From an optimization exercise on the open Yosys and OpenROAD flow, aimed at small area and few clock cycles; shortcuts taken in it are not production practice. In this exercise RTL edits were held to simulation tests only and were not proved equivalent to the original. Not every run is shown, and edits may drop behaviour that the tests do not exercise.

### design/flow/config.mk
export PLATFORM = sky130hd
export DESIGN_NAME = qdec_ctx_init
export DESIGN_NICKNAME = qdec_ctx_init
export VERILOG_FILES = /design/flow/design.v
export SDC_FILE = /design/flow/constraint.sdc
export NUM_CORES = 4
export LEC_CHECK = 0
export ABC_AREA = 1
export CAP_MARGIN = 20
export CORE_MARGIN = 2
export CORE_UTILIZATION = 40
export CTS_BUF_LIST = sky130_fd_sc_hd__clkbuf_2 sky130_fd_sc_hd__clkbuf_4
export GPL_TIMING_DRIVEN = 0
export SLEW_MARGIN = 20
export SYNTH_MEMORY_MAX_BITS = 65536
### design/flow/standard.sh
#!/bin/bash
# synth_recipe.tcl (not shown) runs the flow's synth.tcl, then flattens the netlist and writes it again
# the make line also repeats each setting of config.mk as NAME=value (left out here)
make -C /OpenROAD-flow-scripts/flow DESIGN_CONFIG=/design/flow/config.mk WORK_HOME=/design/flow/orfs CLKGATE_MAP_FILE= SYNTH_SCRIPT=/design/flow/synth_recipe.tcl "${@:-finish}"
### design/flow/constraint.sdc
create_clock -name core_clock -period 10.0 [get_ports {clk}]
set_input_delay 2.0000 -clock core_clock [delete_from_list [all_inputs] [get_ports {clk}]]
set_output_delay 2.0000 -clock core_clock [all_outputs]
set_load 0.01 [all_outputs]
### design/flow/flow/abc_area.script
strash
&get -n
&deepsyn -T 30
&put
dch
amap
topo
strash
dch
amap
topo
### design/flow/design.v
module qdec_ctx_init (
    input clk,
    input rst_n,
    input  logic       ctx_init_start,
    input  logic [5:0] qp,
    output logic [9:0] ctx_init_addr,
    output logic [6:0] ctx_init_wdata,
    output logic       ctx_init_we,
    output logic       ctx_init_done_intr
);
function automatic logic [7:0] ctx_init_value_rom(input logic [9:0] i);
    case(i)
    10'd0: ctx_init_value_rom = 8'd153;
    10'd1: ctx_init_value_rom = 8'd153;
    10'd2: ctx_init_value_rom = 8'd153;
    10'd3: ctx_init_value_rom = 8'd153;
    10'd4: ctx_init_value_rom = 8'd153;
    10'd5: ctx_init_value_rom = 8'd153;
    10'd6: ctx_init_value_rom = 8'd200;
    10'd7: ctx_init_value_rom = 8'd185;
    10'd8: ctx_init_value_rom = 8'd160;
    10'd9: ctx_init_value_rom = 8'd200;
    10'd10: ctx_init_value_rom = 8'd185;
    10'd11: ctx_init_value_rom = 8'd160;
    10'd12: ctx_init_value_rom = 8'd139;
    10'd13: ctx_init_value_rom = 8'd141;
    10'd14: ctx_init_value_rom = 8'd157;
    10'd15: ctx_init_value_rom = 8'd107;
    10'd16: ctx_init_value_rom = 8'd139;
    10'd17: ctx_init_value_rom = 8'd126;
    10'd18: ctx_init_value_rom = 8'd107;
    10'd19: ctx_init_value_rom = 8'd139;
    10'd20: ctx_init_value_rom = 8'd126;
    10'd21: ctx_init_value_rom = 8'd154;
    10'd22: ctx_init_value_rom = 8'd154;
    10'd23: ctx_init_value_rom = 8'd154;
    10'd24: ctx_init_value_rom = 8'd197;
    10'd25: ctx_init_value_rom = 8'd185;
    10'd26: ctx_init_value_rom = 8'd201;
    10'd27: ctx_init_value_rom = 8'd197;
    10'd28: ctx_init_value_rom = 8'd185;
    10'd29: ctx_init_value_rom = 8'd201;
    10'd30: ctx_init_value_rom = 8'd149;
    10'd31: ctx_init_value_rom = 8'd134;
    10'd32: ctx_init_value_rom = 8'd184;
    10'd33: ctx_init_value_rom = 8'd154;
    10'd34: ctx_init_value_rom = 8'd139;
    10'd35: ctx_init_value_rom = 8'd154;
    10'd36: ctx_init_value_rom = 8'd154;
    10'd37: ctx_init_value_rom = 8'd154;
    10'd38: ctx_init_value_rom = 8'd139;
    10'd39: ctx_init_value_rom = 8'd154;
    10'd40: ctx_init_value_rom = 8'd154;
    10'd41: ctx_init_value_rom = 8'd184;
    10'd42: ctx_init_value_rom = 8'd154;
    10'd43: ctx_init_value_rom = 8'd183;
    10'd44: ctx_init_value_rom = 8'd63;
    10'd45: ctx_init_value_rom = 8'd152;
    10'd46: ctx_init_value_rom = 8'd152;
    10'd47: ctx_init_value_rom = 8'd79;
    10'd48: ctx_init_value_rom = 8'd79;
    10'd49: ctx_init_value_rom = 8'd110;
    10'd50: ctx_init_value_rom = 8'd154;
    10'd51: ctx_init_value_rom = 8'd122;
    10'd52: ctx_init_value_rom = 8'd137;
    10'd53: ctx_init_value_rom = 8'd95;
    10'd54: ctx_init_value_rom = 8'd79;
    10'd55: ctx_init_value_rom = 8'd63;
    10'd56: ctx_init_value_rom = 8'd31;
    10'd57: ctx_init_value_rom = 8'd31;
    10'd58: ctx_init_value_rom = 8'd95;
    10'd59: ctx_init_value_rom = 8'd79;
    10'd60: ctx_init_value_rom = 8'd63;
    10'd61: ctx_init_value_rom = 8'd31;
    10'd62: ctx_init_value_rom = 8'd31;
    10'd63: ctx_init_value_rom = 8'd153;
    10'd64: ctx_init_value_rom = 8'd153;
    10'd65: ctx_init_value_rom = 8'd153;
    10'd66: ctx_init_value_rom = 8'd153;
    10'd67: ctx_init_value_rom = 8'd153;
    10'd68: ctx_init_value_rom = 8'd153;
    10'd69: ctx_init_value_rom = 8'd153;
    10'd70: ctx_init_value_rom = 8'd153;
    10'd71: ctx_init_value_rom = 8'd168;
    10'd72: ctx_init_value_rom = 8'd168;
    10'd73: ctx_init_value_rom = 8'd168;
    10'd74: ctx_init_value_rom = 8'd168;
    10'd75: ctx_init_value_rom = 8'd153;
    10'd76: ctx_init_value_rom = 8'd138;
    10'd77: ctx_init_value_rom = 8'd138;
    10'd78: ctx_init_value_rom = 8'd124;
    10'd79: ctx_init_value_rom = 8'd138;
    10'd80: ctx_init_value_rom = 8'd94;
    10'd81: ctx_init_value_rom = 8'd224;
    10'd82: ctx_init_value_rom = 8'd167;
    10'd83: ctx_init_value_rom = 8'd122;
    10'd84: ctx_init_value_rom = 8'd111;
    10'd85: ctx_init_value_rom = 8'd141;
    10'd86: ctx_init_value_rom = 8'd153;
    10'd87: ctx_init_value_rom = 8'd111;
    10'd88: ctx_init_value_rom = 8'd153;
    10'd89: ctx_init_value_rom = 8'd111;
    10'd90: ctx_init_value_rom = 8'd94;
    10'd91: ctx_init_value_rom = 8'd138;
    10'd92: ctx_init_value_rom = 8'd182;
    10'd93: ctx_init_value_rom = 8'd154;
    10'd94: ctx_init_value_rom = 8'd149;
    10'd95: ctx_init_value_rom = 8'd107;
    10'd96: ctx_init_value_rom = 8'd167;
    10'd97: ctx_init_value_rom = 8'd154;
    10'd98: ctx_init_value_rom = 8'd149;
    10'd99: ctx_init_value_rom = 8'd92;
    10'd100: ctx_init_value_rom = 8'd167;
    10'd101: ctx_init_value_rom = 8'd154;
    10'd102: ctx_init_value_rom = 8'd154;
    10'd103: ctx_init_value_rom = 8'd154;
    10'd104: ctx_init_value_rom = 8'd154;
    10'd105: ctx_init_value_rom = 8'd94;
    10'd106: ctx_init_value_rom = 8'd138;
    10'd107: ctx_init_value_rom = 8'd182;
    10'd108: ctx_init_value_rom = 8'd154;
    10'd109: ctx_init_value_rom = 8'd149;
    10'd110: ctx_init_value_rom = 8'd107;
    10'd111: ctx_init_value_rom = 8'd167;
    10'd112: ctx_init_value_rom = 8'd154;
    10'd113: ctx_init_value_rom = 8'd149;
    10'd114: ctx_init_value_rom = 8'd92;
    10'd115: ctx_init_value_rom = 8'd167;
    10'd116: ctx_init_value_rom = 8'd154;
    10'd117: ctx_init_value_rom = 8'd154;
    10'd118: ctx_init_value_rom = 8'd154;
    10'd119: ctx_init_value_rom = 8'd154;
    10'd120: ctx_init_value_rom = 8'd140;
    10'd121: ctx_init_value_rom = 8'd198;
    10'd122: ctx_init_value_rom = 8'd169;
    10'd123: ctx_init_value_rom = 8'd198;
    10'd124: ctx_init_value_rom = 8'd140;
    10'd125: ctx_init_value_rom = 8'd198;
    10'd126: ctx_init_value_rom = 8'd169;
    10'd127: ctx_init_value_rom = 8'd198;
    10'd128: ctx_init_value_rom = 8'd154;
    10'd129: ctx_init_value_rom = 8'd154;
    10'd130: ctx_init_value_rom = 8'd154;
    10'd131: ctx_init_value_rom = 8'd154;
    10'd132: ctx_init_value_rom = 8'd154;
    10'd133: ctx_init_value_rom = 8'd154;
    10'd134: ctx_init_value_rom = 8'd139;
    10'd135: ctx_init_value_rom = 8'd139;
    10'd136: ctx_init_value_rom = 8'd139;
    10'd137: ctx_init_value_rom = 8'd139;
    10'd138: ctx_init_value_rom = 8'd139;
    10'd139: ctx_init_value_rom = 8'd139;
    10'd140: ctx_init_value_rom = 8'd110;
    10'd141: ctx_init_value_rom = 8'd110;
    10'd142: ctx_init_value_rom = 8'd124;
    10'd143: ctx_init_value_rom = 8'd125;
    10'd144: ctx_init_value_rom = 8'd140;
    10'd145: ctx_init_value_rom = 8'd153;
    10'd146: ctx_init_value_rom = 8'd125;
    10'd147: ctx_init_value_rom = 8'd127;
    10'd148: ctx_init_value_rom = 8'd140;
    10'd149: ctx_init_value_rom = 8'd109;
    10'd150: ctx_init_value_rom = 8'd111;
    10'd151: ctx_init_value_rom = 8'd143;
    10'd152: ctx_init_value_rom = 8'd127;
    10'd153: ctx_init_value_rom = 8'd111;
    10'd154: ctx_init_value_rom = 8'd79;
    10'd155: ctx_init_value_rom = 8'd108;
    10'd156: ctx_init_value_rom = 8'd123;
    10'd157: ctx_init_value_rom = 8'd63;
    10'd158: ctx_init_value_rom = 8'd125;
    10'd159: ctx_init_value_rom = 8'd110;
    10'd160: ctx_init_value_rom = 8'd94;
    10'd161: ctx_init_value_rom = 8'd110;
    10'd162: ctx_init_value_rom = 8'd95;
    10'd163: ctx_init_value_rom = 8'd79;
    10'd164: ctx_init_value_rom = 8'd125;
    10'd165: ctx_init_value_rom = 8'd111;
    10'd166: ctx_init_value_rom = 8'd110;
    10'd167: ctx_init_value_rom = 8'd78;
    10'd168: ctx_init_value_rom = 8'd110;
    10'd169: ctx_init_value_rom = 8'd111;
    10'd170: ctx_init_value_rom = 8'd111;
    10'd171: ctx_init_value_rom = 8'd95;
    10'd172: ctx_init_value_rom = 8'd94;
    10'd173: ctx_init_value_rom = 8'd108;
    10'd174: ctx_init_value_rom = 8'd123;
    10'd175: ctx_init_value_rom = 8'd108;
    10'd176: ctx_init_value_rom = 8'd125;
    10'd177: ctx_init_value_rom = 8'd110;
    10'd178: ctx_init_value_rom = 8'd124;
    10'd179: ctx_init_value_rom = 8'd110;
    10'd180: ctx_init_value_rom = 8'd95;
    10'd181: ctx_init_value_rom = 8'd94;
    10'd182: ctx_init_value_rom = 8'd125;
    10'd183: ctx_init_value_rom = 8'd111;
    10'd184: ctx_init_value_rom = 8'd111;
    10'd185: ctx_init_value_rom = 8'd79;
    10'd186: ctx_init_value_rom = 8'd125;
    10'd187: ctx_init_value_rom = 8'd126;
    10'd188: ctx_init_value_rom = 8'd111;
    10'd189: ctx_init_value_rom = 8'd111;
    10'd190: ctx_init_value_rom = 8'd79;
    10'd191: ctx_init_value_rom = 8'd108;
    10'd192: ctx_init_value_rom = 8'd123;
    10'd193: ctx_init_value_rom = 8'd93;
    10'd194: ctx_init_value_rom = 8'd110;
    10'd195: ctx_init_value_rom = 8'd110;
    10'd196: ctx_init_value_rom = 8'd124;
    10'd197: ctx_init_value_rom = 8'd125;
    10'd198: ctx_init_value_rom = 8'd140;
    10'd199: ctx_init_value_rom = 8'd153;
    10'd200: ctx_init_value_rom = 8'd125;
    10'd201: ctx_init_value_rom = 8'd127;
    10'd202: ctx_init_value_rom = 8'd140;
    10'd203: ctx_init_value_rom = 8'd109;
    10'd204: ctx_init_value_rom = 8'd111;
    10'd205: ctx_init_value_rom = 8'd143;
    10'd206: ctx_init_value_rom = 8'd127;
    10'd207: ctx_init_value_rom = 8'd111;
    10'd208: ctx_init_value_rom = 8'd79;
    10'd209: ctx_init_value_rom = 8'd108;
    10'd210: ctx_init_value_rom = 8'd123;
    10'd211: ctx_init_value_rom = 8'd63;
    10'd212: ctx_init_value_rom = 8'd125;
    10'd213: ctx_init_value_rom = 8'd110;
    10'd214: ctx_init_value_rom = 8'd94;
    10'd215: ctx_init_value_rom = 8'd110;
    10'd216: ctx_init_value_rom = 8'd95;
    10'd217: ctx_init_value_rom = 8'd79;
    10'd218: ctx_init_value_rom = 8'd125;
    10'd219: ctx_init_value_rom = 8'd111;
    10'd220: ctx_init_value_rom = 8'd110;
    10'd221: ctx_init_value_rom = 8'd78;
    10'd222: ctx_init_value_rom = 8'd110;
    10'd223: ctx_init_value_rom = 8'd111;
    10'd224: ctx_init_value_rom = 8'd111;
    10'd225: ctx_init_value_rom = 8'd95;
    10'd226: ctx_init_value_rom = 8'd94;
    10'd227: ctx_init_value_rom = 8'd108;
    10'd228: ctx_init_value_rom = 8'd123;
    10'd229: ctx_init_value_rom = 8'd108;
    10'd230: ctx_init_value_rom = 8'd125;
    10'd231: ctx_init_value_rom = 8'd110;
    10'd232: ctx_init_value_rom = 8'd124;
    10'd233: ctx_init_value_rom = 8'd110;
    10'd234: ctx_init_value_rom = 8'd95;
    10'd235: ctx_init_value_rom = 8'd94;
    10'd236: ctx_init_value_rom = 8'd125;
    10'd237: ctx_init_value_rom = 8'd111;
    10'd238: ctx_init_value_rom = 8'd111;
    10'd239: ctx_init_value_rom = 8'd79;
    10'd240: ctx_init_value_rom = 8'd125;
    10'd241: ctx_init_value_rom = 8'd126;
    10'd242: ctx_init_value_rom = 8'd111;
    10'd243: ctx_init_value_rom = 8'd111;
    10'd244: ctx_init_value_rom = 8'd79;
    10'd245: ctx_init_value_rom = 8'd108;
    10'd246: ctx_init_value_rom = 8'd123;
    10'd247: ctx_init_value_rom = 8'd93;
    10'd248: ctx_init_value_rom = 8'd91;
    10'd249: ctx_init_value_rom = 8'd171;
    10'd250: ctx_init_value_rom = 8'd134;
    10'd251: ctx_init_value_rom = 8'd141;
    10'd252: ctx_init_value_rom = 8'd121;
    10'd253: ctx_init_value_rom = 8'd140;
    10'd254: ctx_init_value_rom = 8'd61;
    10'd255: ctx_init_value_rom = 8'd154;
    10'd256: ctx_init_value_rom = 8'd121;
    10'd257: ctx_init_value_rom = 8'd140;
    10'd258: ctx_init_value_rom = 8'd61;
    10'd259: ctx_init_value_rom = 8'd154;
    10'd260: ctx_init_value_rom = 8'd111;
    10'd261: ctx_init_value_rom = 8'd111;
    10'd262: ctx_init_value_rom = 8'd125;
    10'd263: ctx_init_value_rom = 8'd110;
    10'd264: ctx_init_value_rom = 8'd110;
    10'd265: ctx_init_value_rom = 8'd94;
    10'd266: ctx_init_value_rom = 8'd124;
    10'd267: ctx_init_value_rom = 8'd108;
    10'd268: ctx_init_value_rom = 8'd124;
    10'd269: ctx_init_value_rom = 8'd107;
    10'd270: ctx_init_value_rom = 8'd125;
    10'd271: ctx_init_value_rom = 8'd141;
    10'd272: ctx_init_value_rom = 8'd179;
    10'd273: ctx_init_value_rom = 8'd153;
    10'd274: ctx_init_value_rom = 8'd125;
    10'd275: ctx_init_value_rom = 8'd107;
    10'd276: ctx_init_value_rom = 8'd125;
    10'd277: ctx_init_value_rom = 8'd141;
    10'd278: ctx_init_value_rom = 8'd179;
    10'd279: ctx_init_value_rom = 8'd153;
    10'd280: ctx_init_value_rom = 8'd125;
    10'd281: ctx_init_value_rom = 8'd107;
    10'd282: ctx_init_value_rom = 8'd125;
    10'd283: ctx_init_value_rom = 8'd141;
    10'd284: ctx_init_value_rom = 8'd179;
    10'd285: ctx_init_value_rom = 8'd153;
    10'd286: ctx_init_value_rom = 8'd125;
    10'd287: ctx_init_value_rom = 8'd140;
    10'd288: ctx_init_value_rom = 8'd139;
    10'd289: ctx_init_value_rom = 8'd182;
    10'd290: ctx_init_value_rom = 8'd182;
    10'd291: ctx_init_value_rom = 8'd152;
    10'd292: ctx_init_value_rom = 8'd136;
    10'd293: ctx_init_value_rom = 8'd152;
    10'd294: ctx_init_value_rom = 8'd136;
    10'd295: ctx_init_value_rom = 8'd153;
    10'd296: ctx_init_value_rom = 8'd136;
    10'd297: ctx_init_value_rom = 8'd139;
    10'd298: ctx_init_value_rom = 8'd111;
    10'd299: ctx_init_value_rom = 8'd136;
    10'd300: ctx_init_value_rom = 8'd139;
    10'd301: ctx_init_value_rom = 8'd111;
    10'd302: ctx_init_value_rom = 8'd155;
    10'd303: ctx_init_value_rom = 8'd154;
    10'd304: ctx_init_value_rom = 8'd139;
    10'd305: ctx_init_value_rom = 8'd153;
    10'd306: ctx_init_value_rom = 8'd139;
    10'd307: ctx_init_value_rom = 8'd123;
    10'd308: ctx_init_value_rom = 8'd123;
    10'd309: ctx_init_value_rom = 8'd63;
    10'd310: ctx_init_value_rom = 8'd153;
    10'd311: ctx_init_value_rom = 8'd166;
    10'd312: ctx_init_value_rom = 8'd183;
    10'd313: ctx_init_value_rom = 8'd140;
    10'd314: ctx_init_value_rom = 8'd136;
    10'd315: ctx_init_value_rom = 8'd153;
    10'd316: ctx_init_value_rom = 8'd154;
    10'd317: ctx_init_value_rom = 8'd166;
    10'd318: ctx_init_value_rom = 8'd183;
    10'd319: ctx_init_value_rom = 8'd140;
    10'd320: ctx_init_value_rom = 8'd136;
    10'd321: ctx_init_value_rom = 8'd153;
    10'd322: ctx_init_value_rom = 8'd154;
    10'd323: ctx_init_value_rom = 8'd166;
    10'd324: ctx_init_value_rom = 8'd183;
    10'd325: ctx_init_value_rom = 8'd140;
    10'd326: ctx_init_value_rom = 8'd136;
    10'd327: ctx_init_value_rom = 8'd153;
    10'd328: ctx_init_value_rom = 8'd154;
    10'd329: ctx_init_value_rom = 8'd170;
    10'd330: ctx_init_value_rom = 8'd153;
    10'd331: ctx_init_value_rom = 8'd123;
    10'd332: ctx_init_value_rom = 8'd123;
    10'd333: ctx_init_value_rom = 8'd107;
    10'd334: ctx_init_value_rom = 8'd121;
    10'd335: ctx_init_value_rom = 8'd107;
    10'd336: ctx_init_value_rom = 8'd121;
    10'd337: ctx_init_value_rom = 8'd167;
    10'd338: ctx_init_value_rom = 8'd151;
    10'd339: ctx_init_value_rom = 8'd183;
    10'd340: ctx_init_value_rom = 8'd140;
    10'd341: ctx_init_value_rom = 8'd151;
    10'd342: ctx_init_value_rom = 8'd183;
    10'd343: ctx_init_value_rom = 8'd140;
    10'd344: ctx_init_value_rom = 8'd170;
    10'd345: ctx_init_value_rom = 8'd154;
    10'd346: ctx_init_value_rom = 8'd139;
    10'd347: ctx_init_value_rom = 8'd153;
    10'd348: ctx_init_value_rom = 8'd139;
    10'd349: ctx_init_value_rom = 8'd123;
    10'd350: ctx_init_value_rom = 8'd123;
    10'd351: ctx_init_value_rom = 8'd63;
    10'd352: ctx_init_value_rom = 8'd124;
    10'd353: ctx_init_value_rom = 8'd166;
    10'd354: ctx_init_value_rom = 8'd183;
    10'd355: ctx_init_value_rom = 8'd140;
    10'd356: ctx_init_value_rom = 8'd136;
    10'd357: ctx_init_value_rom = 8'd153;
    10'd358: ctx_init_value_rom = 8'd154;
    10'd359: ctx_init_value_rom = 8'd166;
    10'd360: ctx_init_value_rom = 8'd183;
    10'd361: ctx_init_value_rom = 8'd140;
    10'd362: ctx_init_value_rom = 8'd136;
    10'd363: ctx_init_value_rom = 8'd153;
    10'd364: ctx_init_value_rom = 8'd154;
    10'd365: ctx_init_value_rom = 8'd166;
    10'd366: ctx_init_value_rom = 8'd183;
    10'd367: ctx_init_value_rom = 8'd140;
    10'd368: ctx_init_value_rom = 8'd136;
    10'd369: ctx_init_value_rom = 8'd153;
    10'd370: ctx_init_value_rom = 8'd154;
    10'd371: ctx_init_value_rom = 8'd170;
    10'd372: ctx_init_value_rom = 8'd153;
    10'd373: ctx_init_value_rom = 8'd138;
    10'd374: ctx_init_value_rom = 8'd138;
    10'd375: ctx_init_value_rom = 8'd122;
    10'd376: ctx_init_value_rom = 8'd121;
    10'd377: ctx_init_value_rom = 8'd122;
    10'd378: ctx_init_value_rom = 8'd121;
    10'd379: ctx_init_value_rom = 8'd167;
    10'd380: ctx_init_value_rom = 8'd151;
    10'd381: ctx_init_value_rom = 8'd183;
    10'd382: ctx_init_value_rom = 8'd140;
    10'd383: ctx_init_value_rom = 8'd151;
    10'd384: ctx_init_value_rom = 8'd183;
    10'd385: ctx_init_value_rom = 8'd140;
    10'd386: ctx_init_value_rom = 8'd141;
    10'd387: ctx_init_value_rom = 8'd111;
    10'd388: ctx_init_value_rom = 8'd140;
    10'd389: ctx_init_value_rom = 8'd140;
    10'd390: ctx_init_value_rom = 8'd140;
    10'd391: ctx_init_value_rom = 8'd140;
    10'd392: ctx_init_value_rom = 8'd140;
    10'd393: ctx_init_value_rom = 8'd92;
    10'd394: ctx_init_value_rom = 8'd137;
    10'd395: ctx_init_value_rom = 8'd138;
    10'd396: ctx_init_value_rom = 8'd140;
    10'd397: ctx_init_value_rom = 8'd152;
    10'd398: ctx_init_value_rom = 8'd138;
    10'd399: ctx_init_value_rom = 8'd139;
    10'd400: ctx_init_value_rom = 8'd153;
    10'd401: ctx_init_value_rom = 8'd74;
    10'd402: ctx_init_value_rom = 8'd149;
    10'd403: ctx_init_value_rom = 8'd92;
    10'd404: ctx_init_value_rom = 8'd139;
    10'd405: ctx_init_value_rom = 8'd107;
    10'd406: ctx_init_value_rom = 8'd122;
    10'd407: ctx_init_value_rom = 8'd152;
    10'd408: ctx_init_value_rom = 8'd140;
    10'd409: ctx_init_value_rom = 8'd179;
    10'd410: ctx_init_value_rom = 8'd166;
    10'd411: ctx_init_value_rom = 8'd182;
    10'd412: ctx_init_value_rom = 8'd140;
    10'd413: ctx_init_value_rom = 8'd227;
    10'd414: ctx_init_value_rom = 8'd122;
    10'd415: ctx_init_value_rom = 8'd197;
    10'd416: ctx_init_value_rom = 8'd154;
    10'd417: ctx_init_value_rom = 8'd196;
    10'd418: ctx_init_value_rom = 8'd196;
    10'd419: ctx_init_value_rom = 8'd167;
    10'd420: ctx_init_value_rom = 8'd154;
    10'd421: ctx_init_value_rom = 8'd152;
    10'd422: ctx_init_value_rom = 8'd167;
    10'd423: ctx_init_value_rom = 8'd182;
    10'd424: ctx_init_value_rom = 8'd182;
    10'd425: ctx_init_value_rom = 8'd134;
    10'd426: ctx_init_value_rom = 8'd149;
    10'd427: ctx_init_value_rom = 8'd136;
    10'd428: ctx_init_value_rom = 8'd153;
    10'd429: ctx_init_value_rom = 8'd121;
    10'd430: ctx_init_value_rom = 8'd136;
    10'd431: ctx_init_value_rom = 8'd137;
    10'd432: ctx_init_value_rom = 8'd169;
    10'd433: ctx_init_value_rom = 8'd194;
    10'd434: ctx_init_value_rom = 8'd166;
    10'd435: ctx_init_value_rom = 8'd167;
    10'd436: ctx_init_value_rom = 8'd154;
    10'd437: ctx_init_value_rom = 8'd167;
    10'd438: ctx_init_value_rom = 8'd137;
    10'd439: ctx_init_value_rom = 8'd182;
    10'd440: ctx_init_value_rom = 8'd154;
    10'd441: ctx_init_value_rom = 8'd196;
    10'd442: ctx_init_value_rom = 8'd167;
    10'd443: ctx_init_value_rom = 8'd167;
    10'd444: ctx_init_value_rom = 8'd154;
    10'd445: ctx_init_value_rom = 8'd152;
    10'd446: ctx_init_value_rom = 8'd167;
    10'd447: ctx_init_value_rom = 8'd182;
    10'd448: ctx_init_value_rom = 8'd182;
    10'd449: ctx_init_value_rom = 8'd134;
    10'd450: ctx_init_value_rom = 8'd149;
    10'd451: ctx_init_value_rom = 8'd136;
    10'd452: ctx_init_value_rom = 8'd153;
    10'd453: ctx_init_value_rom = 8'd121;
    10'd454: ctx_init_value_rom = 8'd136;
    10'd455: ctx_init_value_rom = 8'd122;
    10'd456: ctx_init_value_rom = 8'd169;
    10'd457: ctx_init_value_rom = 8'd208;
    10'd458: ctx_init_value_rom = 8'd166;
    10'd459: ctx_init_value_rom = 8'd167;
    10'd460: ctx_init_value_rom = 8'd154;
    10'd461: ctx_init_value_rom = 8'd152;
    10'd462: ctx_init_value_rom = 8'd167;
    10'd463: ctx_init_value_rom = 8'd182;
    10'd464: ctx_init_value_rom = 8'd138;
    10'd465: ctx_init_value_rom = 8'd153;
    10'd466: ctx_init_value_rom = 8'd136;
    10'd467: ctx_init_value_rom = 8'd167;
    10'd468: ctx_init_value_rom = 8'd152;
    10'd469: ctx_init_value_rom = 8'd152;
    10'd470: ctx_init_value_rom = 8'd107;
    10'd471: ctx_init_value_rom = 8'd167;
    10'd472: ctx_init_value_rom = 8'd91;
    10'd473: ctx_init_value_rom = 8'd122;
    10'd474: ctx_init_value_rom = 8'd107;
    10'd475: ctx_init_value_rom = 8'd167;
    10'd476: ctx_init_value_rom = 8'd107;
    10'd477: ctx_init_value_rom = 8'd167;
    10'd478: ctx_init_value_rom = 8'd91;
    10'd479: ctx_init_value_rom = 8'd107;
    10'd480: ctx_init_value_rom = 8'd107;
    10'd481: ctx_init_value_rom = 8'd167;
    10'd482: ctx_init_value_rom = 8'd139;
    10'd483: ctx_init_value_rom = 8'd139;
    10'd484: ctx_init_value_rom = 8'd139;
    10'd485: ctx_init_value_rom = 8'd139;
    10'd486: ctx_init_value_rom = 8'd139;
    10'd487: ctx_init_value_rom = 8'd139;
    10'd488: ctx_init_value_rom = 8'd139;
    10'd489: ctx_init_value_rom = 8'd139;
    10'd490: ctx_init_value_rom = 8'd154;
    10'd491: ctx_init_value_rom = 8'd154;
    10'd492: ctx_init_value_rom = 8'd154;
    10'd493: ctx_init_value_rom = 8'd154;
    10'd494: ctx_init_value_rom = 8'd154;
    10'd495: ctx_init_value_rom = 8'd154;
    10'd496: ctx_init_value_rom = 8'd154;
    10'd497: ctx_init_value_rom = 8'd154;
    10'd498: ctx_init_value_rom = 8'd154;
    10'd499: ctx_init_value_rom = 8'd154;
    10'd500: ctx_init_value_rom = 8'd154;
    10'd501: ctx_init_value_rom = 8'd154;
    10'd502: ctx_init_value_rom = 8'd154;
    10'd503: ctx_init_value_rom = 8'd154;
    10'd504: ctx_init_value_rom = 8'd154;
    10'd505: ctx_init_value_rom = 8'd154;
    10'd506: ctx_init_value_rom = 8'd154;
    10'd507: ctx_init_value_rom = 8'd154;
    10'd508: ctx_init_value_rom = 8'd154;
    10'd509: ctx_init_value_rom = 8'd154;
    10'd510: ctx_init_value_rom = 8'd154;
    10'd511: ctx_init_value_rom = 8'd154;
    10'd512: ctx_init_value_rom = 8'd154;
    10'd513: ctx_init_value_rom = 8'd154;
    10'd514: ctx_init_value_rom = 8'd154;
    10'd515: ctx_init_value_rom = 8'd154;
    10'd516: ctx_init_value_rom = 8'd154;
    10'd517: ctx_init_value_rom = 8'd154;
    10'd518: ctx_init_value_rom = 8'd154;
    10'd519: ctx_init_value_rom = 8'd154;
    10'd520: ctx_init_value_rom = 8'd154;
    10'd521: ctx_init_value_rom = 8'd154;
    10'd522: ctx_init_value_rom = 8'd154;
    10'd523: ctx_init_value_rom = 8'd154;
    10'd524: ctx_init_value_rom = 8'd154;
    10'd525: ctx_init_value_rom = 8'd154;
    10'd526: ctx_init_value_rom = 8'd154;
    10'd527: ctx_init_value_rom = 8'd154;
    10'd528: ctx_init_value_rom = 8'd154;
    10'd529: ctx_init_value_rom = 8'd154;
    10'd530: ctx_init_value_rom = 8'd154;
    10'd531: ctx_init_value_rom = 8'd154;
    10'd532: ctx_init_value_rom = 8'd154;
    10'd533: ctx_init_value_rom = 8'd154;
    10'd534: ctx_init_value_rom = 8'd154;
    10'd535: ctx_init_value_rom = 8'd154;
    10'd536: ctx_init_value_rom = 8'd154;
    10'd537: ctx_init_value_rom = 8'd154;
    10'd538: ctx_init_value_rom = 8'd154;
    10'd539: ctx_init_value_rom = 8'd154;
    10'd540: ctx_init_value_rom = 8'd154;
    10'd541: ctx_init_value_rom = 8'd154;
    10'd542: ctx_init_value_rom = 8'd154;
    10'd543: ctx_init_value_rom = 8'd154;
    10'd544: ctx_init_value_rom = 8'd154;
    10'd545: ctx_init_value_rom = 8'd154;
    10'd546: ctx_init_value_rom = 8'd154;
    10'd547: ctx_init_value_rom = 8'd154;
    10'd548: ctx_init_value_rom = 8'd154;
    10'd549: ctx_init_value_rom = 8'd154;
    10'd550: ctx_init_value_rom = 8'd154;
    10'd551: ctx_init_value_rom = 8'd154;
    10'd552: ctx_init_value_rom = 8'd154;
    10'd553: ctx_init_value_rom = 8'd154;
    10'd554: ctx_init_value_rom = 8'd154;
    10'd555: ctx_init_value_rom = 8'd154;
    10'd556: ctx_init_value_rom = 8'd154;
    10'd557: ctx_init_value_rom = 8'd154;
    10'd558: ctx_init_value_rom = 8'd154;
    10'd559: ctx_init_value_rom = 8'd154;
    10'd560: ctx_init_value_rom = 8'd154;
    10'd561: ctx_init_value_rom = 8'd154;
    10'd562: ctx_init_value_rom = 8'd154;
    10'd563: ctx_init_value_rom = 8'd154;
    10'd564: ctx_init_value_rom = 8'd154;
    10'd565: ctx_init_value_rom = 8'd154;
    10'd566: ctx_init_value_rom = 8'd154;
    default: ctx_init_value_rom = 8'd0;
    endcase
endfunction
logic [9:0] cnt, cnt_dec;
logic       run;
logic       last;
assign last    = (cnt == 10'd0);
assign cnt_dec = cnt - 10'd1;
always_ff @(posedge clk)
    if (ctx_init_start) cnt <= 10'd566;
    else cnt <= cnt_dec;
always_ff @(posedge clk)
    if (!rst_n) run <= 1'b0;
    else run <= ctx_init_start | (run & ~last);
logic [7:0] init_value_next;
logic [3:0] slope_u, offset_r;
assign init_value_next = ctx_init_value_rom(cnt_dec);
assign slope_u  = init_value_next[7:4] + 4'd7;
assign offset_r = init_value_next[3:0];
logic [12:0] uq;
logic [12:0] y;
logic [8:0]  yq;
logic [6:0]  pre_c;
assign uq    = {10'd0, slope_u[2:0]} * {7'd0, qp} - (slope_u[3] ? {4'b0, qp, 3'b000} : 13'd0);
assign y     = uq + {uq[10:0], 2'b00} + {2'd0, offset_r, 7'd0} + 13'd4096;
assign yq    = y[12:4];
assign pre_c = (yq < 9'd273) ? 7'd1 : (yq > 9'd398) ? 7'd126 : (yq[6:0] - 7'd16);
logic [6:0] wdata_r;
always_ff @(posedge clk)
    if (ctx_init_start) wdata_r <= 7'd1;
    else wdata_r <= {pre_c[5:0] ^ {6{~pre_c[6]}}, pre_c[6]};
assign ctx_init_addr      = cnt;
assign ctx_init_wdata     = wdata_r;
assign ctx_init_we        = run;
assign ctx_init_done_intr = run & last;
endmodule
### design/flow/flow/run.sh
#!/bin/bash
# Own flow: the standard ORFS flow (standard.sh), with two changes:
#  - synthesis maps the logic with an area-oriented ABC script (flow/abc_area.script) and leaves
#    adders to ABC instead of mapping them to full/half-adder cells; the registers, their
#    names and cells are as in the standard synthesis;
#  - the port buffers are sky130_fd_sc_hd__buf_1 (every input and output port still gets one).
# Each step's full output goes to its own log here (own_synth.log, own_finish.log) and to
# ORFS's logs under orfs/logs.
set -euo pipefail
W=$(pwd)
cp -r "$FLOW_HOME/scripts" "$W/scripts_own"
cp "$W/flow/abc_area.script" "$W/scripts_own/abc_area.script"
bash "$W/standard.sh" SCRIPTS_DIR="$W/scripts_own" ADDER_MAP_FILE= synth > "$W/own_synth.log" 2>&1
bash "$W/standard.sh" "BUFFER_PORTS_ARGS=-buffer_cell sky130_fd_sc_hd__buf_1" finish > "$W/own_finish.log" 2>&1
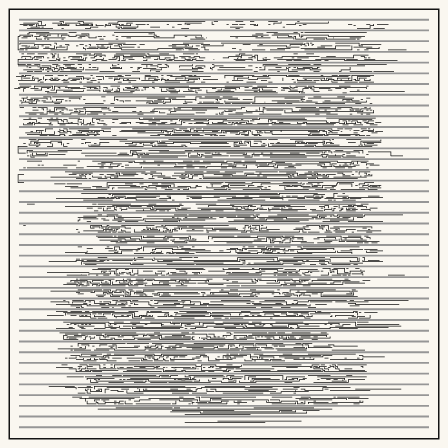
**Above:** run 1 (metal 1).
Supply wires on this layer in gray.
nets with wire on the layer: 879
wire length on this layer: 9690 µm
main direction: horizontal
final WL: 29000 µm
M1 GR Usage: 57.2%

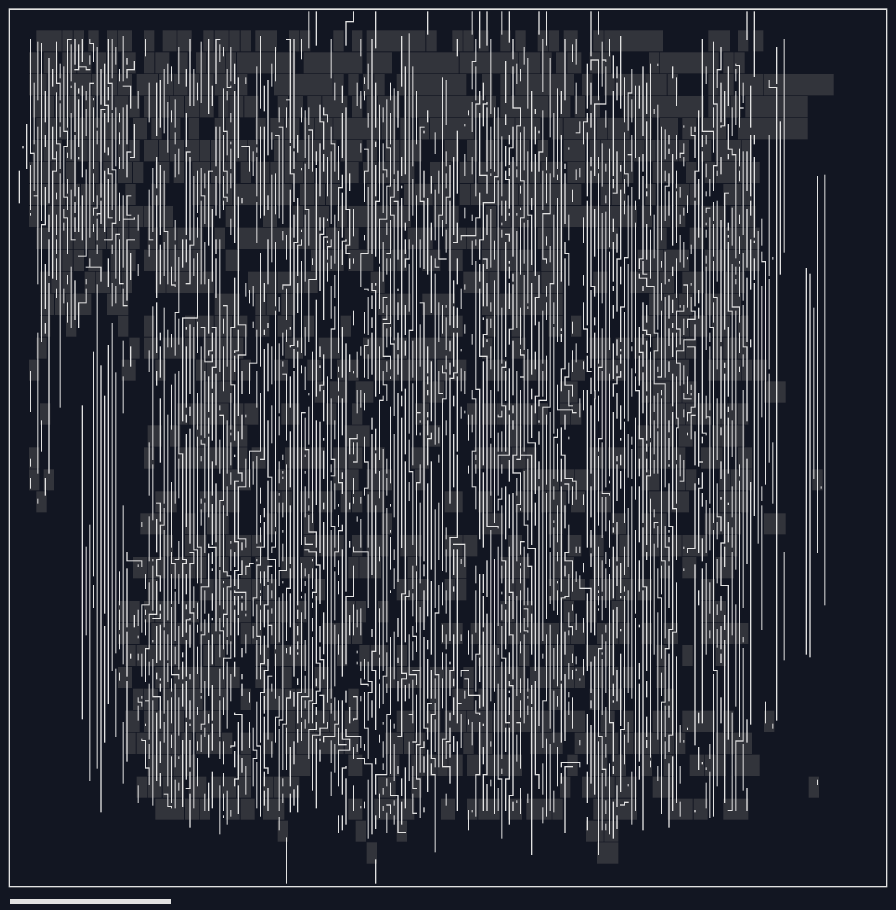
**Above:** run 1 (M2 wires).
Bar = 20 µm. Cells faint in the background.
longest straight run: 78.4 µm
nets with wire on the layer: 774

==> run_results.csv, run 1 <==
group,metric,value,unit
critical_path,cp_slowest_stage_delay,0.64,ns
critical_path,worstSetupStartpointType,"register",
cells_and_area,nets,920,
yosys,yosys_warnings,1,
cells_and_area,final_cell_mix,"nor2_1, o21ai_0, clkinv_1",
cells_and_area,fin_cells,1050,
job,maxCapViolations,0,
timing,worstMarginPinSlew,0.964,ns
place,place_ws,-1.24,ns
detailed_routing,drt_iter0_drc,1552,
timing,whs,0.607,ns
cells_and_area,final_common_cell,"nor2_1",
cts,clock_latency,0.30,ns
yosys,synth_simple_gate_area_share,40.2,%
outcome,status,"no timing/DRC/antenna violations",
detailed_routing,via_per_inst,7.39,
cells_and_area,drive_gt1_share,9.67,%
cells_and_area,dominant_cells,"multi-input gates",
place,dp_cells,1017,
cells_and_area,antenna_cells,0,
place,gp_congestion,1.15,
yosys,synth_fa_ha_area_share,0,%
detailed_routing,drtPass1Iterations,14,
place,postPlaceCellArea,0.00476,mm²
floorplan,fp.coreArea,0.0107,mm²
detailed_routing,vias,7760,
cells_and_area,n_all_inverters,94,
yosys,synth.area.mux_share,0,%
critical_path,cpMaxStageDelayCell,"o311ai_0",
critical_path,rr_worst_depth,45,
Testbench counts for the RTL of run 1, summed over its fixed seeds: cycles 36,296.
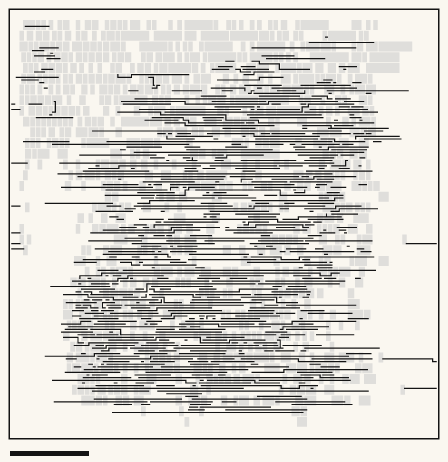
**Above:** run 1 (M3 wires).
Bar = 20 µm. Cells faint in the background.
longest straight run: 69.5 µm
wire length on this layer: 5410 µm
nets with wire on the layer: 259
share of all routed wire: 19%

==> run 1: worst min path at each step <==
stage,startpoint,endpoint,slack [ns],depth (start not counted)
after floorplan,run$_SDFF_PN0_,run$_SDFF_PN0_,0.61,3
after global placement,run$_SDFF_PN0_,run$_SDFF_PN0_,0.57,3
after detailed placement,run$_SDFF_PN0_,run$_SDFF_PN0_,0.60,3
after CTS,run$_SDFF_PN0_,run$_SDFF_PN0_,0.61,3
after global routing,cnt[0]$_SDFF_PP0_,cnt[0]$_SDFF_PP0_,0.64,1
final,run$_SDFF_PN0_,run$_SDFF_PN0_,0.61,3
==> run 1: synth_stat cells, drive strengths merged, types with 2 or more instances <==
library cell,instances
a21o,3
o221ai,5
o21ai,107
a31oi,21
a211oi,12
nor3,51
or2,2
nor2b,4
nand2,73
a31o,3
a22oi,3
clkinv,93
nor4,5
nand4,3
or3,10
o32a,5
o32ai,5
o21a,8
a2111oi,2
nor2,265
a221oi,9
dfxtp,18
o311ai,12
a21oi,70
a32oi,2
nand3,14
o41ai,2
o211ai,7
o22ai,11
a311oi,9
o31ai,2
==> run 1: flip-flops by register name, summed over array words and instances, names as in the netlist <==
| signal | cells |
|---|---|
| wdata_r | 7 |
| cnt | 10 |
| run | 1 |
**Run 1: final layout**

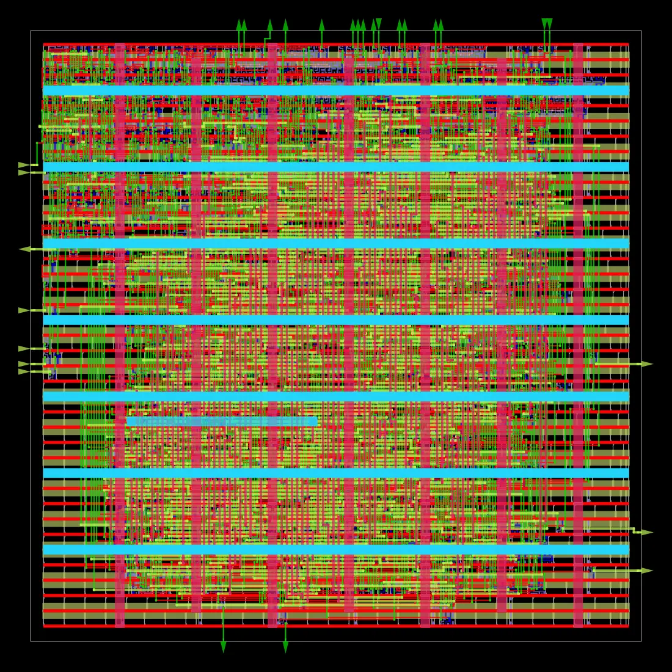

==> run 1 -> run 2 <==
--- a/design/flow/design.v
+++ b/design/flow/design.v
@@ -596,11 +596,28 @@
 assign init_value_next = ctx_init_value_rom(cnt_dec);
 assign slope_u  = init_value_next[7:4] + 4'd7;
 assign offset_r = init_value_next[3:0];
+logic [12:0] qp3;
+logic [12:0] ua, ub;
 logic [12:0] uq;
 logic [12:0] y;
 logic [8:0]  yq;
 logic [6:0]  pre_c;
-assign uq    = {10'd0, slope_u[2:0]} * {7'd0, qp} - (slope_u[3] ? {4'b0, qp, 3'b000} : 13'd0);
+assign qp3 = {7'd0, qp} + {6'd0, qp, 1'b0};
+always_comb
+    case (slope_u[1:0])
+    2'd0: ua = 13'd0;
+    2'd1: ua = {7'd0, qp};
+    2'd2: ua = {6'd0, qp, 1'b0};
+    default: ua = qp3;
+    endcase
+always_comb
+    case (slope_u[3:2])
+    2'd0: ub = 13'd0;
+    2'd1: ub = {5'd0, qp, 2'b00};
+    2'd2: ub = 13'd0 - {4'd0, qp, 3'b000};
+    default: ub = 13'd0 - {5'd0, qp, 2'b00};
+    endcase
+assign uq    = ua + ub;
 assign y     = uq + {uq[10:0], 2'b00} + {2'd0, offset_r, 7'd0} + 13'd4096;
 assign yq    = y[12:4];
 assign pre_c = (yq < 9'd273) ? 7'd1 : (yq > 9'd398) ? 7'd126 : (yq[6:0] - 7'd16);
--- a/design/flow/config.mk
+++ b/design/flow/config.mk
@@ -8,7 +8,7 @@
 export ABC_AREA = 1
 export CAP_MARGIN = 20
 export CORE_MARGIN = 2
-export CORE_UTILIZATION = 40
+export CORE_UTILIZATION = 30
 export CTS_BUF_LIST = sky130_fd_sc_hd__clkbuf_2 sky130_fd_sc_hd__clkbuf_4
 export GPL_TIMING_DRIVEN = 0
 export SLEW_MARGIN = 20
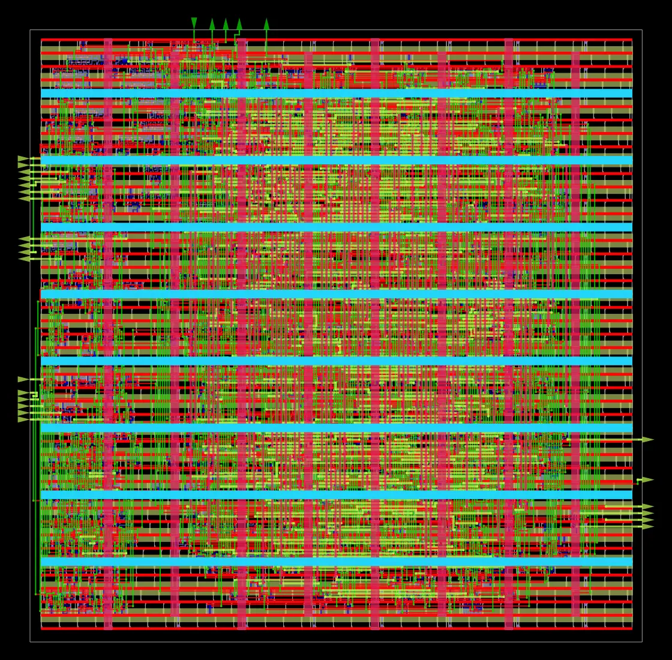
**Above:** run 2 (final layout).
die span in x: 124 µm
row cnt: 44
Die Height: 124 µm
Finished Cell Area: 0.00522 mm²

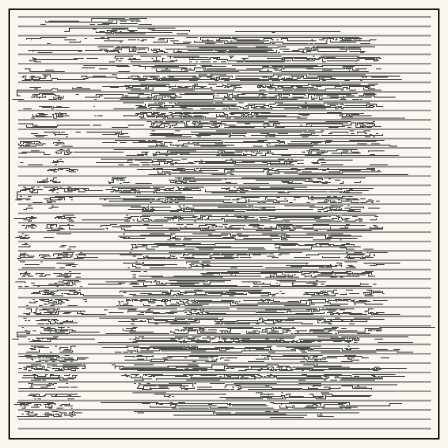
**Above:** run 2 (metal 1).
Supply wires on this layer in gray.
wire length on this layer: 11300 µm
main direction: horizontal
share of all routed wire: 35%
longest straight run: 50.6 µm
nets with wire on the layer: 850
overall via count from detail_route: 7287
final WL: 31900 µm

==> run 2 against run 1 <==
Compared with the run above: non-clock buffer count decreased by 10; clock skew is essentially flat; wire length rose by 10%; sequential cell count did not move; synthesized area down 0.49%; critical path depth grew 3; critical path type unchanged; critical endpoint is now wdata_r[1]$_SDFF_PP0_.
==> run_results.csv, run 2 <==
group,metric,value,unit
yosys,yosysMostFrequentCell,"nor2_1",
cells_and_area,final_common_cell,"nor2_1",
global_routing,overflow,0,
yosys,synth-edff-count,0,
min_path,whs_path_depth,3,
critical_path,worstSetupEndpoint,"wdata_r[1]$_SDFF_PP0_",
detailed_routing,drc,0,
floorplan,fp.coreArea,0.0144,mm²
cells_and_area,fin_cells,1070,
cts,root_buffer,"clkbuf_4",
cells_and_area,area_growth,19.9,%
place,gp_congestion,1.12,
detailed_routing,highest_layer,"met4",
cells_and_area,regMostFlops,"cnt",
critical_path,cp_common_cell,"nor2_1",
yosys,synth_seq_cells,18,
min_path,min_from,"run$_SDFF_PN0_",
yosys,yosys_warnings,1,
critical_path,cpMaxStageDelayCell,"dfxtp_4",
timing,layout_min_cycle_time,8.96,ns
cts,clock_latency,0.28,ns
yosys,netlist.area_leader.share,23.0,%
critical_path,rr_worst_depth,48,
critical_path,cp_slowest_stage_delay,0.58,ns
detailed_routing,drt_iter0_drc,1234,
cells_and_area,final_cell_mix,"nor2_1, clkinv_1, o21ai_0",
cts,clockBufferDepth,2,
critical_path,worstSetupStartpointType,"register",
detailed_routing,via_per_inst,6.81,
cells_and_area,largestRegisters,"cnt x10, wdata_r x7, run x1",
outcome,status,"no timing/DRC/antenna violations",
floorplan,dieArea,0.0155,mm²
critical_path,worstReg2RegEnd,"wdata_r[1]$_SDFF_PP0_",
critical_path,r2r_slack,1.04,ns
min_path,hp-class,"register to register",
yosys,syn_inst,833,
timing,maxClockFrequency,112,MHz
cells_and_area,nets,896,
timing,worstMarginPinSlew,1.17,ns
yosys,synthTopCellsByArea,"nor2_1, o21ai_0, dfxtp_1, clkinv_1, a21oi_1",
critical_path,r2r-start,"cnt[2]$_SDFF_PP1_",
place,dp_cells,1047,
yosys,synthArstFlopShare,0,%
critical_path,crit_required,10.20,ns
timing,whs,0.608,ns
cells_and_area,largest_reg_flops,10,
job,maxCapViolations,0,
place,postPlaceCellArea,0.00476,mm²
global_routing,use_met1,46.1,%
floorplan,num_io_pins,28,
cells_and_area,antenna_cells,0,
cells_and_area,utilization,36.3,%
cells_and_area,drive_gt1_share,10.0,%
detailed_routing,drtPass1Iterations,6,
yosys,synth_common_cells,"nor2_1, clkinv_1, o21ai_0",
yosys,netlist_area,0.00435,mm²
place,place_ws,-2.28,ns
min_path,min_to,"run$_SDFF_PN0_",
Testbench counts for the RTL of run 2, summed over its fixed seeds: cycles 36,296.
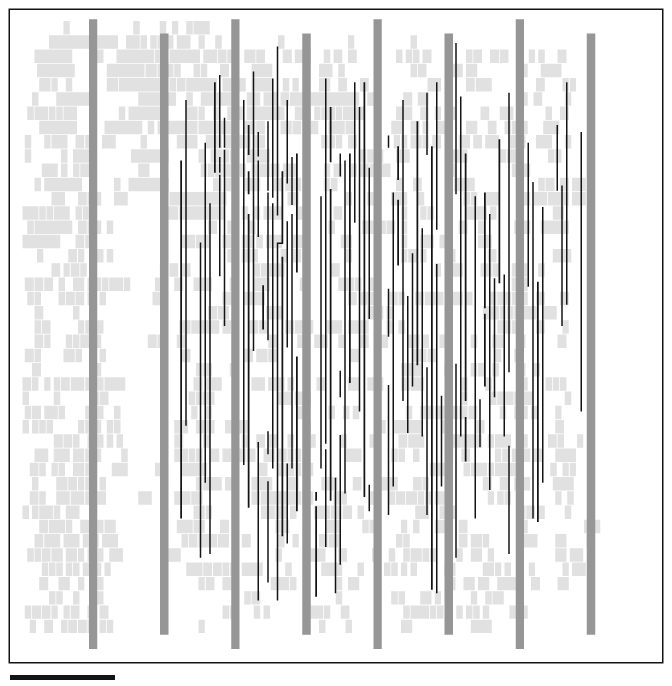
**Above:** run 2 (met4 routing).
Bar = 20 µm. Supply wires on this layer in gray. Cells faint in the background.
longest straight run: 84.3 µm
nets with wire on the layer: 71
main direction: vertical
wire length on this layer: 3060 µm
share of all routed wire: 9.6%

-- run 2: area by class of cell --
cell class                      instances  area, µm²
Clock inverter                          1       3.75
Inverter                               90        379
Tap cell                              184        230
Fill cell                            1705       9150
Clock buffer                            3       22.5
Sequential cell                        18        377
Timing Repair Buffer                   48        310
Multi-Input combinational cell        726       3890
-- run 2: cell families (layout without fill, tap and decap cells) --
| logic type | count (synthesis) | in the layout | synth area share (%) |
|---|---|---|---|
| xor gates and xnor gates | 1 | 1 | 0.201 |
| buffers and inverters | 90 | 142 | 7.77 |
| DFF | 18 | 18 | 8.28 |
| and+or+nand+nor | 437 | 438 | 41.7 |
| AOI/OAI and AO/OA | 287 | 287 | 42.1 |
-- run 2: per-stage QoR --
step                TNS (ns)
global route               0
CTS                        0
floorplan                  0
detailed placement    -15.06
finish                     0
global placement      -36.42
-- run 2: worst max-delay path, delay by kind of cell, from the launching register on --
kind / cells / cell delay, ns
compound gates: 15 / 3.00
buf+inv: 5 / 0.88
flops: 1 / 0.58
simple gates: 28 / 4.36
==> run 2 -> run 3 <==
--- a/design/flow/config.mk
+++ b/design/flow/config.mk
@@ -9,7 +9,7 @@
 export CAP_MARGIN = 20
 export CORE_MARGIN = 2
 export CORE_UTILIZATION = 30
-export CTS_BUF_LIST = sky130_fd_sc_hd__clkbuf_2 sky130_fd_sc_hd__clkbuf_4
+export CTS_BUF_LIST = sky130_fd_sc_hd__clkbuf_4
 export GPL_TIMING_DRIVEN = 0
 export SLEW_MARGIN = 20
 export SYNTH_MEMORY_MAX_BITS = 65536
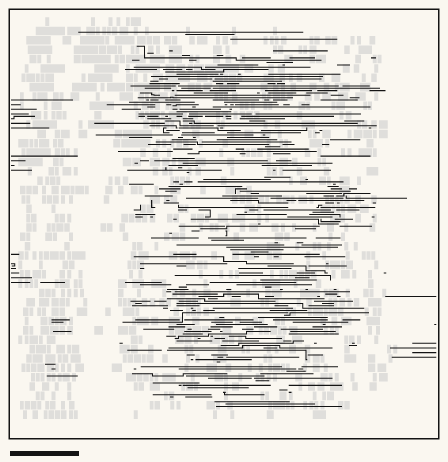
**Above:** run 3 (M3 wires).
Bar = 20 µm. Cells faint in the background.
wire length on this layer: 4250 µm
nets with wire on the layer: 205
longest straight run: 65.1 µm

==> run 3 against run 2 <==
Compared with the run above: maximum frequency stayed put; global-route usage is the same; via count did not move; critical path type unchanged.
==> run_results.csv, run 3 <==
group,metric,value,unit
timing,tns,0,ns
yosys,synth_xor_area_share,0.201,%
cells_and_area,area_growth,19.9,%
yosys,yosys_warnings,1,
floorplan,row_count,44,
outcome,status,"no timing/DRC/antenna violations",
timing,layout_min_cycle_time,8.96,ns
yosys,synth_fa_ha_area_share,0,%
critical_path,rr_worst_depth,48,
critical_path,worstSetupEndpoint,"wdata_r[1]$_SDFF_PP0_",
yosys,synthArstFlopShare,0,%
min_path,min_from,"run$_SDFF_PN0_",
yosys,synth-edff-count,0,
yosys,netlist_area,0.00435,mm²
critical_path,worstSetupStartpointType,"register",
global_routing,overflow,0,
cts,clockBufferDepth,2,
global_routing,use_met1,46.1,%
critical_path,r2r-start,"cnt[2]$_SDFF_PP1_",
timing,maxClockFrequency,112,MHz
detailed_routing,drc,0,
yosys,synth.area.mux_share,0,%
cells_and_area,final_cell_mix,"nor2_1, clkinv_1, o21ai_0",
floorplan,dieArea,0.0155,mm²
cells_and_area,fin_cells,1070,
min_path,hp-class,"register to register",
cells_and_area,regMostFlops,"cnt",
critical_path,r2r_slack,1.04,ns
cells_and_area,antenna_cells,0,
job,maxCapViolations,0,
detailed_routing,drtPass1Iterations,6,
timing,worstMarginPinSlew,1.17,ns
critical_path,cp_slowest_stage_delay,0.58,ns
yosys,synth_simple_gate_area_share,41.7,%
cells_and_area,n_fill_cell,1705,
place,dp_cells,1047,
yosys,yosysMostFrequentCell,"nor2_1",
place,gp_congestion,1.12,
yosys,synth_common_cells,"nor2_1, clkinv_1, o21ai_0",
place,place_ws,-2.28,ns
yosys,synth_seq_cells,18,
cells_and_area,drive_gt1_share,10.0,%
timing,whs,0.608,ns
detailed_routing,via_per_inst,6.81,
yosys,netlist.area_leader.share,23.0,%
yosys,synth_compound_area_share,42.1,%
cells_and_area,largest_reg_flops,10,
critical_path,cp_common_cell,"nor2_1",
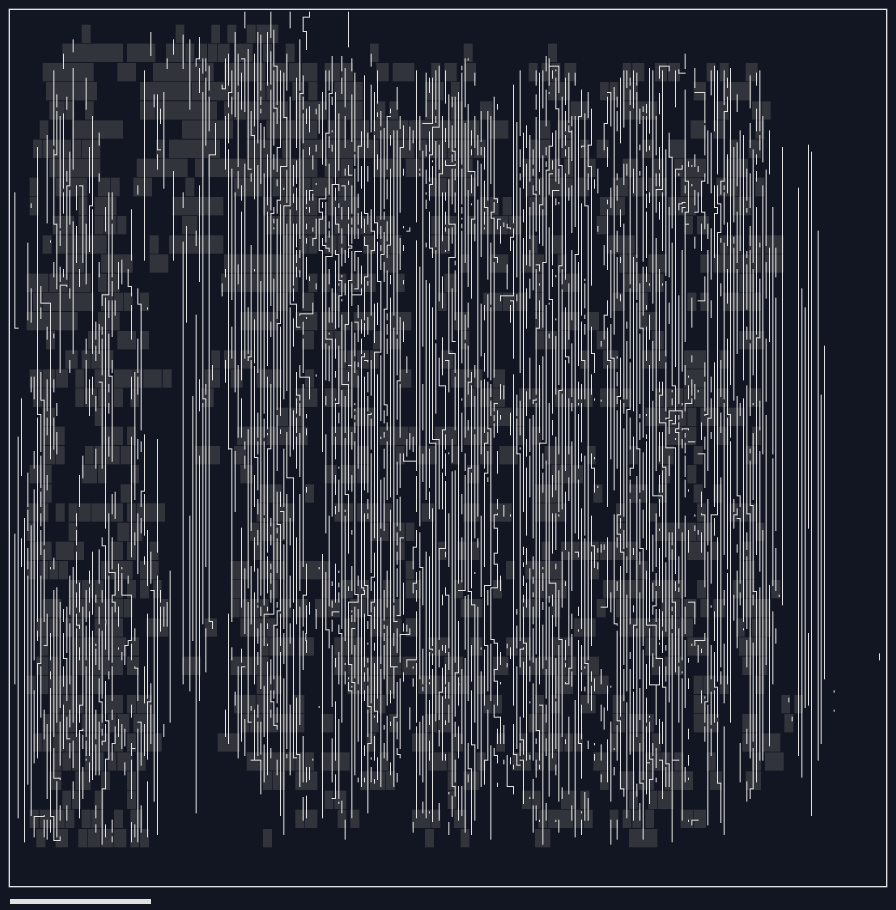
**Above:** run 3 (M2 wires).
Bar = 20 µm. Cells faint in the background.
met2 usage in global routing: 59.1%

run 3: cell counts after synthesis:
Identical to the previous run, type by type.
run 3: worst min-delay path by stage:
stage | slack [ns] | endpoint | cells past startpoint
2_1_floorplan | 0.61 | run$_SDFF_PN0_ | 3
4_1_cts | 0.60 | run$_SDFF_PN0_ | 3
3_5_place_dp | 0.59 | run$_SDFF_PN0_ | 3
3_3_place_gp | 0.58 | run$_SDFF_PN0_ | 3
5_1_grt | 0.66 | run$_SDFF_PN0_ | 3
6_report | 0.61 | run$_SDFF_PN0_ | 3
run 3: area by class of cell:
type,count,area [µm²],area share [%]
clock buffers,3,22.5,0.432
clock inverters,1,3.75,0.0720
inverters,90,379,7.27
well taps,184,230,4.41
flip-flops and latches,18,377,7.22
multi-input cells,726,3890,74.6
repair buffers,48,310,5.95
run 3: critical path: cells and delay by family (launching register included):
| family | cells | cell delay (ns) |
|---|---|---|
| and+or+nand+nor | 28 | 4.36 |
| DFF | 1 | 0.58 |
| AOI/OAI and AO/OA | 15 | 3.00 |
| buffers and inverters | 5 | 0.88 |
==> run 3 -> run 4 <==
--- a/design/flow/config.mk
+++ b/design/flow/config.mk
@@ -8,8 +8,7 @@
 export ABC_AREA = 1
 export CAP_MARGIN = 20
 export CORE_MARGIN = 2
-export CORE_UTILIZATION = 30
-export CTS_BUF_LIST = sky130_fd_sc_hd__clkbuf_4
+export CORE_UTILIZATION = 35
 export GPL_TIMING_DRIVEN = 0
 export SLEW_MARGIN = 20
 export SYNTH_MEMORY_MAX_BITS = 65536
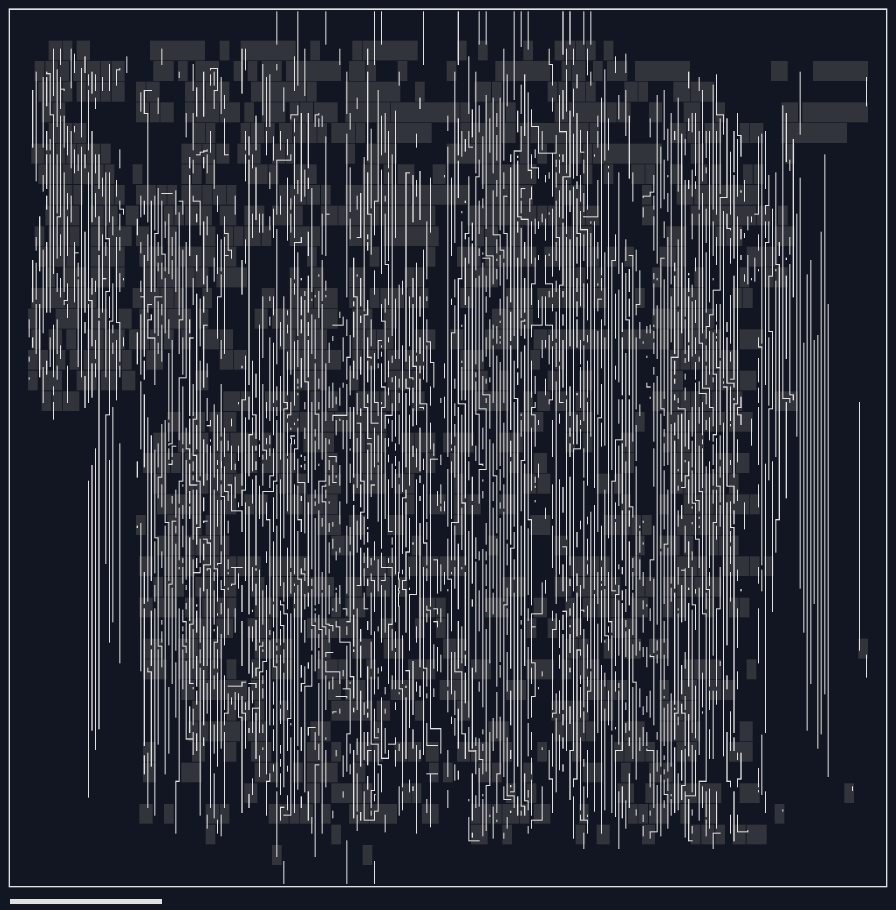
**Above:** run 4 (M2 wires).
Bar = 20 µm. Cells faint in the background.
share of all routed wire: 38%
main direction: vertical
longest straight run: 71.1 µm

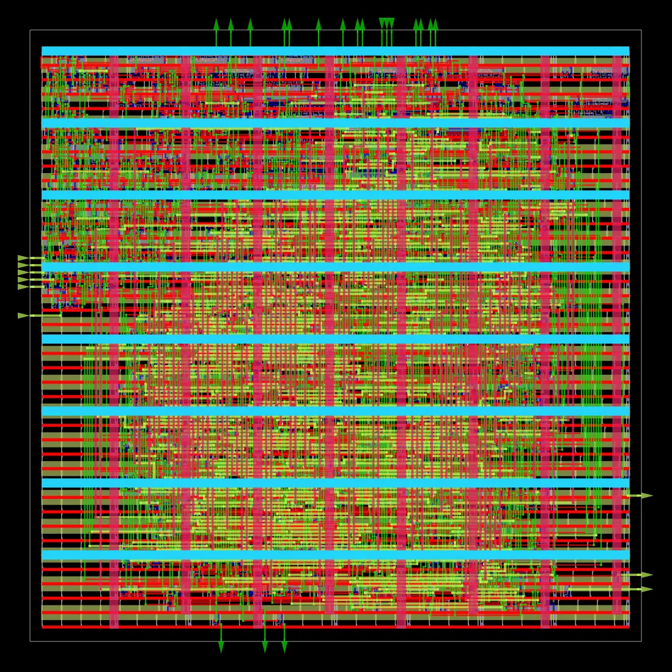
**Above:** run 4 (final layout).
io pins: 28
Die Height: 115 µm
final core occ: 42.5%

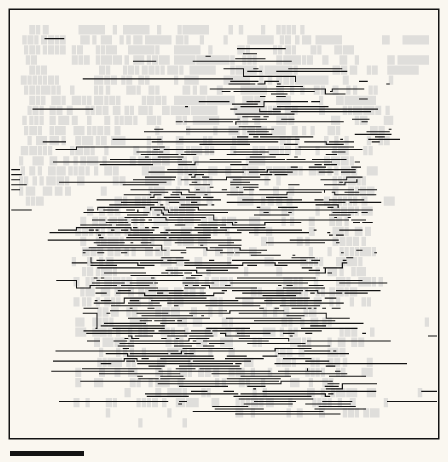
**Above:** run 4 (M3 wires).
Bar = 20 µm. Cells faint in the background.
share of all routed wire: 17%
nets with wire on the layer: 225
wire length on this layer: 4870 µm

==> run 4 against run 3 <==
Compared with the run above: via count rose by 2.6%; sequential share of layout area rose by 0.13 points; wire length fell by 8.0%; first-iteration DRC count rose by 10%.
==> run_results.csv, run 4 <==
group,metric,value,unit
cells_and_area,final_cell_mix,"nor2_1, clkinv_1, o21ai_0",
timing,worstMarginPinSlew,1.13,ns
critical_path,cp_common_cell,"nor2_1",
global_routing,met2_usage,61.5,%
cells_and_area,largest_reg_flops,10,
detailed_routing,drc,0,
detailed_routing,via_per_inst,7.14,
yosys,netlist.area_leader.share,23.0,%
critical_path,cp_slowest_stage_delay,0.48,ns
min_path,hp-class,"register to register",
job,maxCapViolations,0,
yosys,synth_common_cells,"nor2_1, clkinv_1, o21ai_0",
floorplan,row_count,40,
cells_and_area,fin_cells,1047,
yosys,yosys_warnings,1,
min_path,whs_path_depth,3,
timing,layout_min_cycle_time,9.53,ns
timing,tns,0,ns
critical_path,path_buf_inv,9,
yosys,synth-edff-count,0,
critical_path,worstSetupPathDepth,53,
yosys,synthArstFlopShare,0,%
place,gp_congestion,1.15,
detailed_routing,drtPass1Iterations,14,
cells_and_area,area_growth,17.8,%
place,dp_cells,1031,
critical_path,critical-path-top-delay-family,"simple AND/OR/NAND/NOR gates",
critical_path,rr_worst_depth,53,
cells_and_area,drive_gt1_share,8.31,%
timing,whs,0.615,ns
cts,clockBufferDepth,2,
timing,maxClockFrequency,105,MHz
floorplan,dieArea,0.0133,mm²
outcome,status,"no timing/DRC/antenna violations",
critical_path,worstSetupStartpointType,"register",
## run 4: final timing paths
check / startpoint / to / slack [ns]
setup / recovery: cnt[3]$_SDFF_PP0_ / wdata_r[6]$_SDFF_PP0_ / 0.47
hold / removal: run$_SDFF_PN0_ / run$_SDFF_PN0_ / 0.61
setup reg to reg: cnt[3]$_SDFF_PP0_ / wdata_r[6]$_SDFF_PP0_ / 0.47
hold reg to reg: run$_SDFF_PN0_ / run$_SDFF_PN0_ / 0.61
## run 4: timing repair
| item | 4_1_cts | 5_1_grt |
|---|---|---|
| pin swaps | 0 | 7 |
| buffers inserted | 0 | 10 |
| resized for setup | 30 | 42 |
| setup endpoints to repair | 7 | 7 |
| cloned | 0 | 1 |
## run 4: final cells by class
cell class,count,area [µm²],area share [%]
inverters,90,379,7.40
flip-flops and latches,18,377,7.35
clock buffers,4,88.8,1.73
repair buffers,40,230,4.49
well taps,168,210,4.10
multi-input cells,726,3840,74.9
diodes,1,2.50,0.0488
## run 4: cells by family after synthesis
logic type	count (synthesis)	synth area share (%)
AO/OA/AOI/OAI	287	42.1
AND/OR/NAND/NOR	437	41.7
XOR/XNOR	1	0.201
buffers and inverters	90	7.77
flip-flops	18	8.28

[port drivers added, routing unchanged]
In the flow no input, the clock included, has a driving cell. The finished layouts below were timed again as built, in two steps.
Step 1, drivers: a clkbuf_16 drives clk and a buf_2 each remaining input, both assumed.
Step 2 also shifts input and output timing later by t, the mid clock arrival at the registers, as if the neighbouring blocks saw the same clock.
Three values: no drivers, after step 1, after step 2; two values: the first two.
run | t, ns | slack for setup (ns) | clock arrival spread, ns
run 1 | 0.324 | 0.371 / 0.371 / 0.371 | 0.002 / 0.002
run 2 | 0.297 | 1.036 / 1.036 / 1.036 | 0.001 / 0.001
run 3 | 0.297 | 1.036 / 1.036 / 1.036 | 0.001 / 0.001
run 4 | 0.281 | 0.467 / 0.466 / 0.466 | 0.002 / 0.002
After both steps every run listed still meets setup and hold. The setup slack of run 4, which loses most, moves by -0.001 ns with the drivers and by -0.001 ns with both steps.
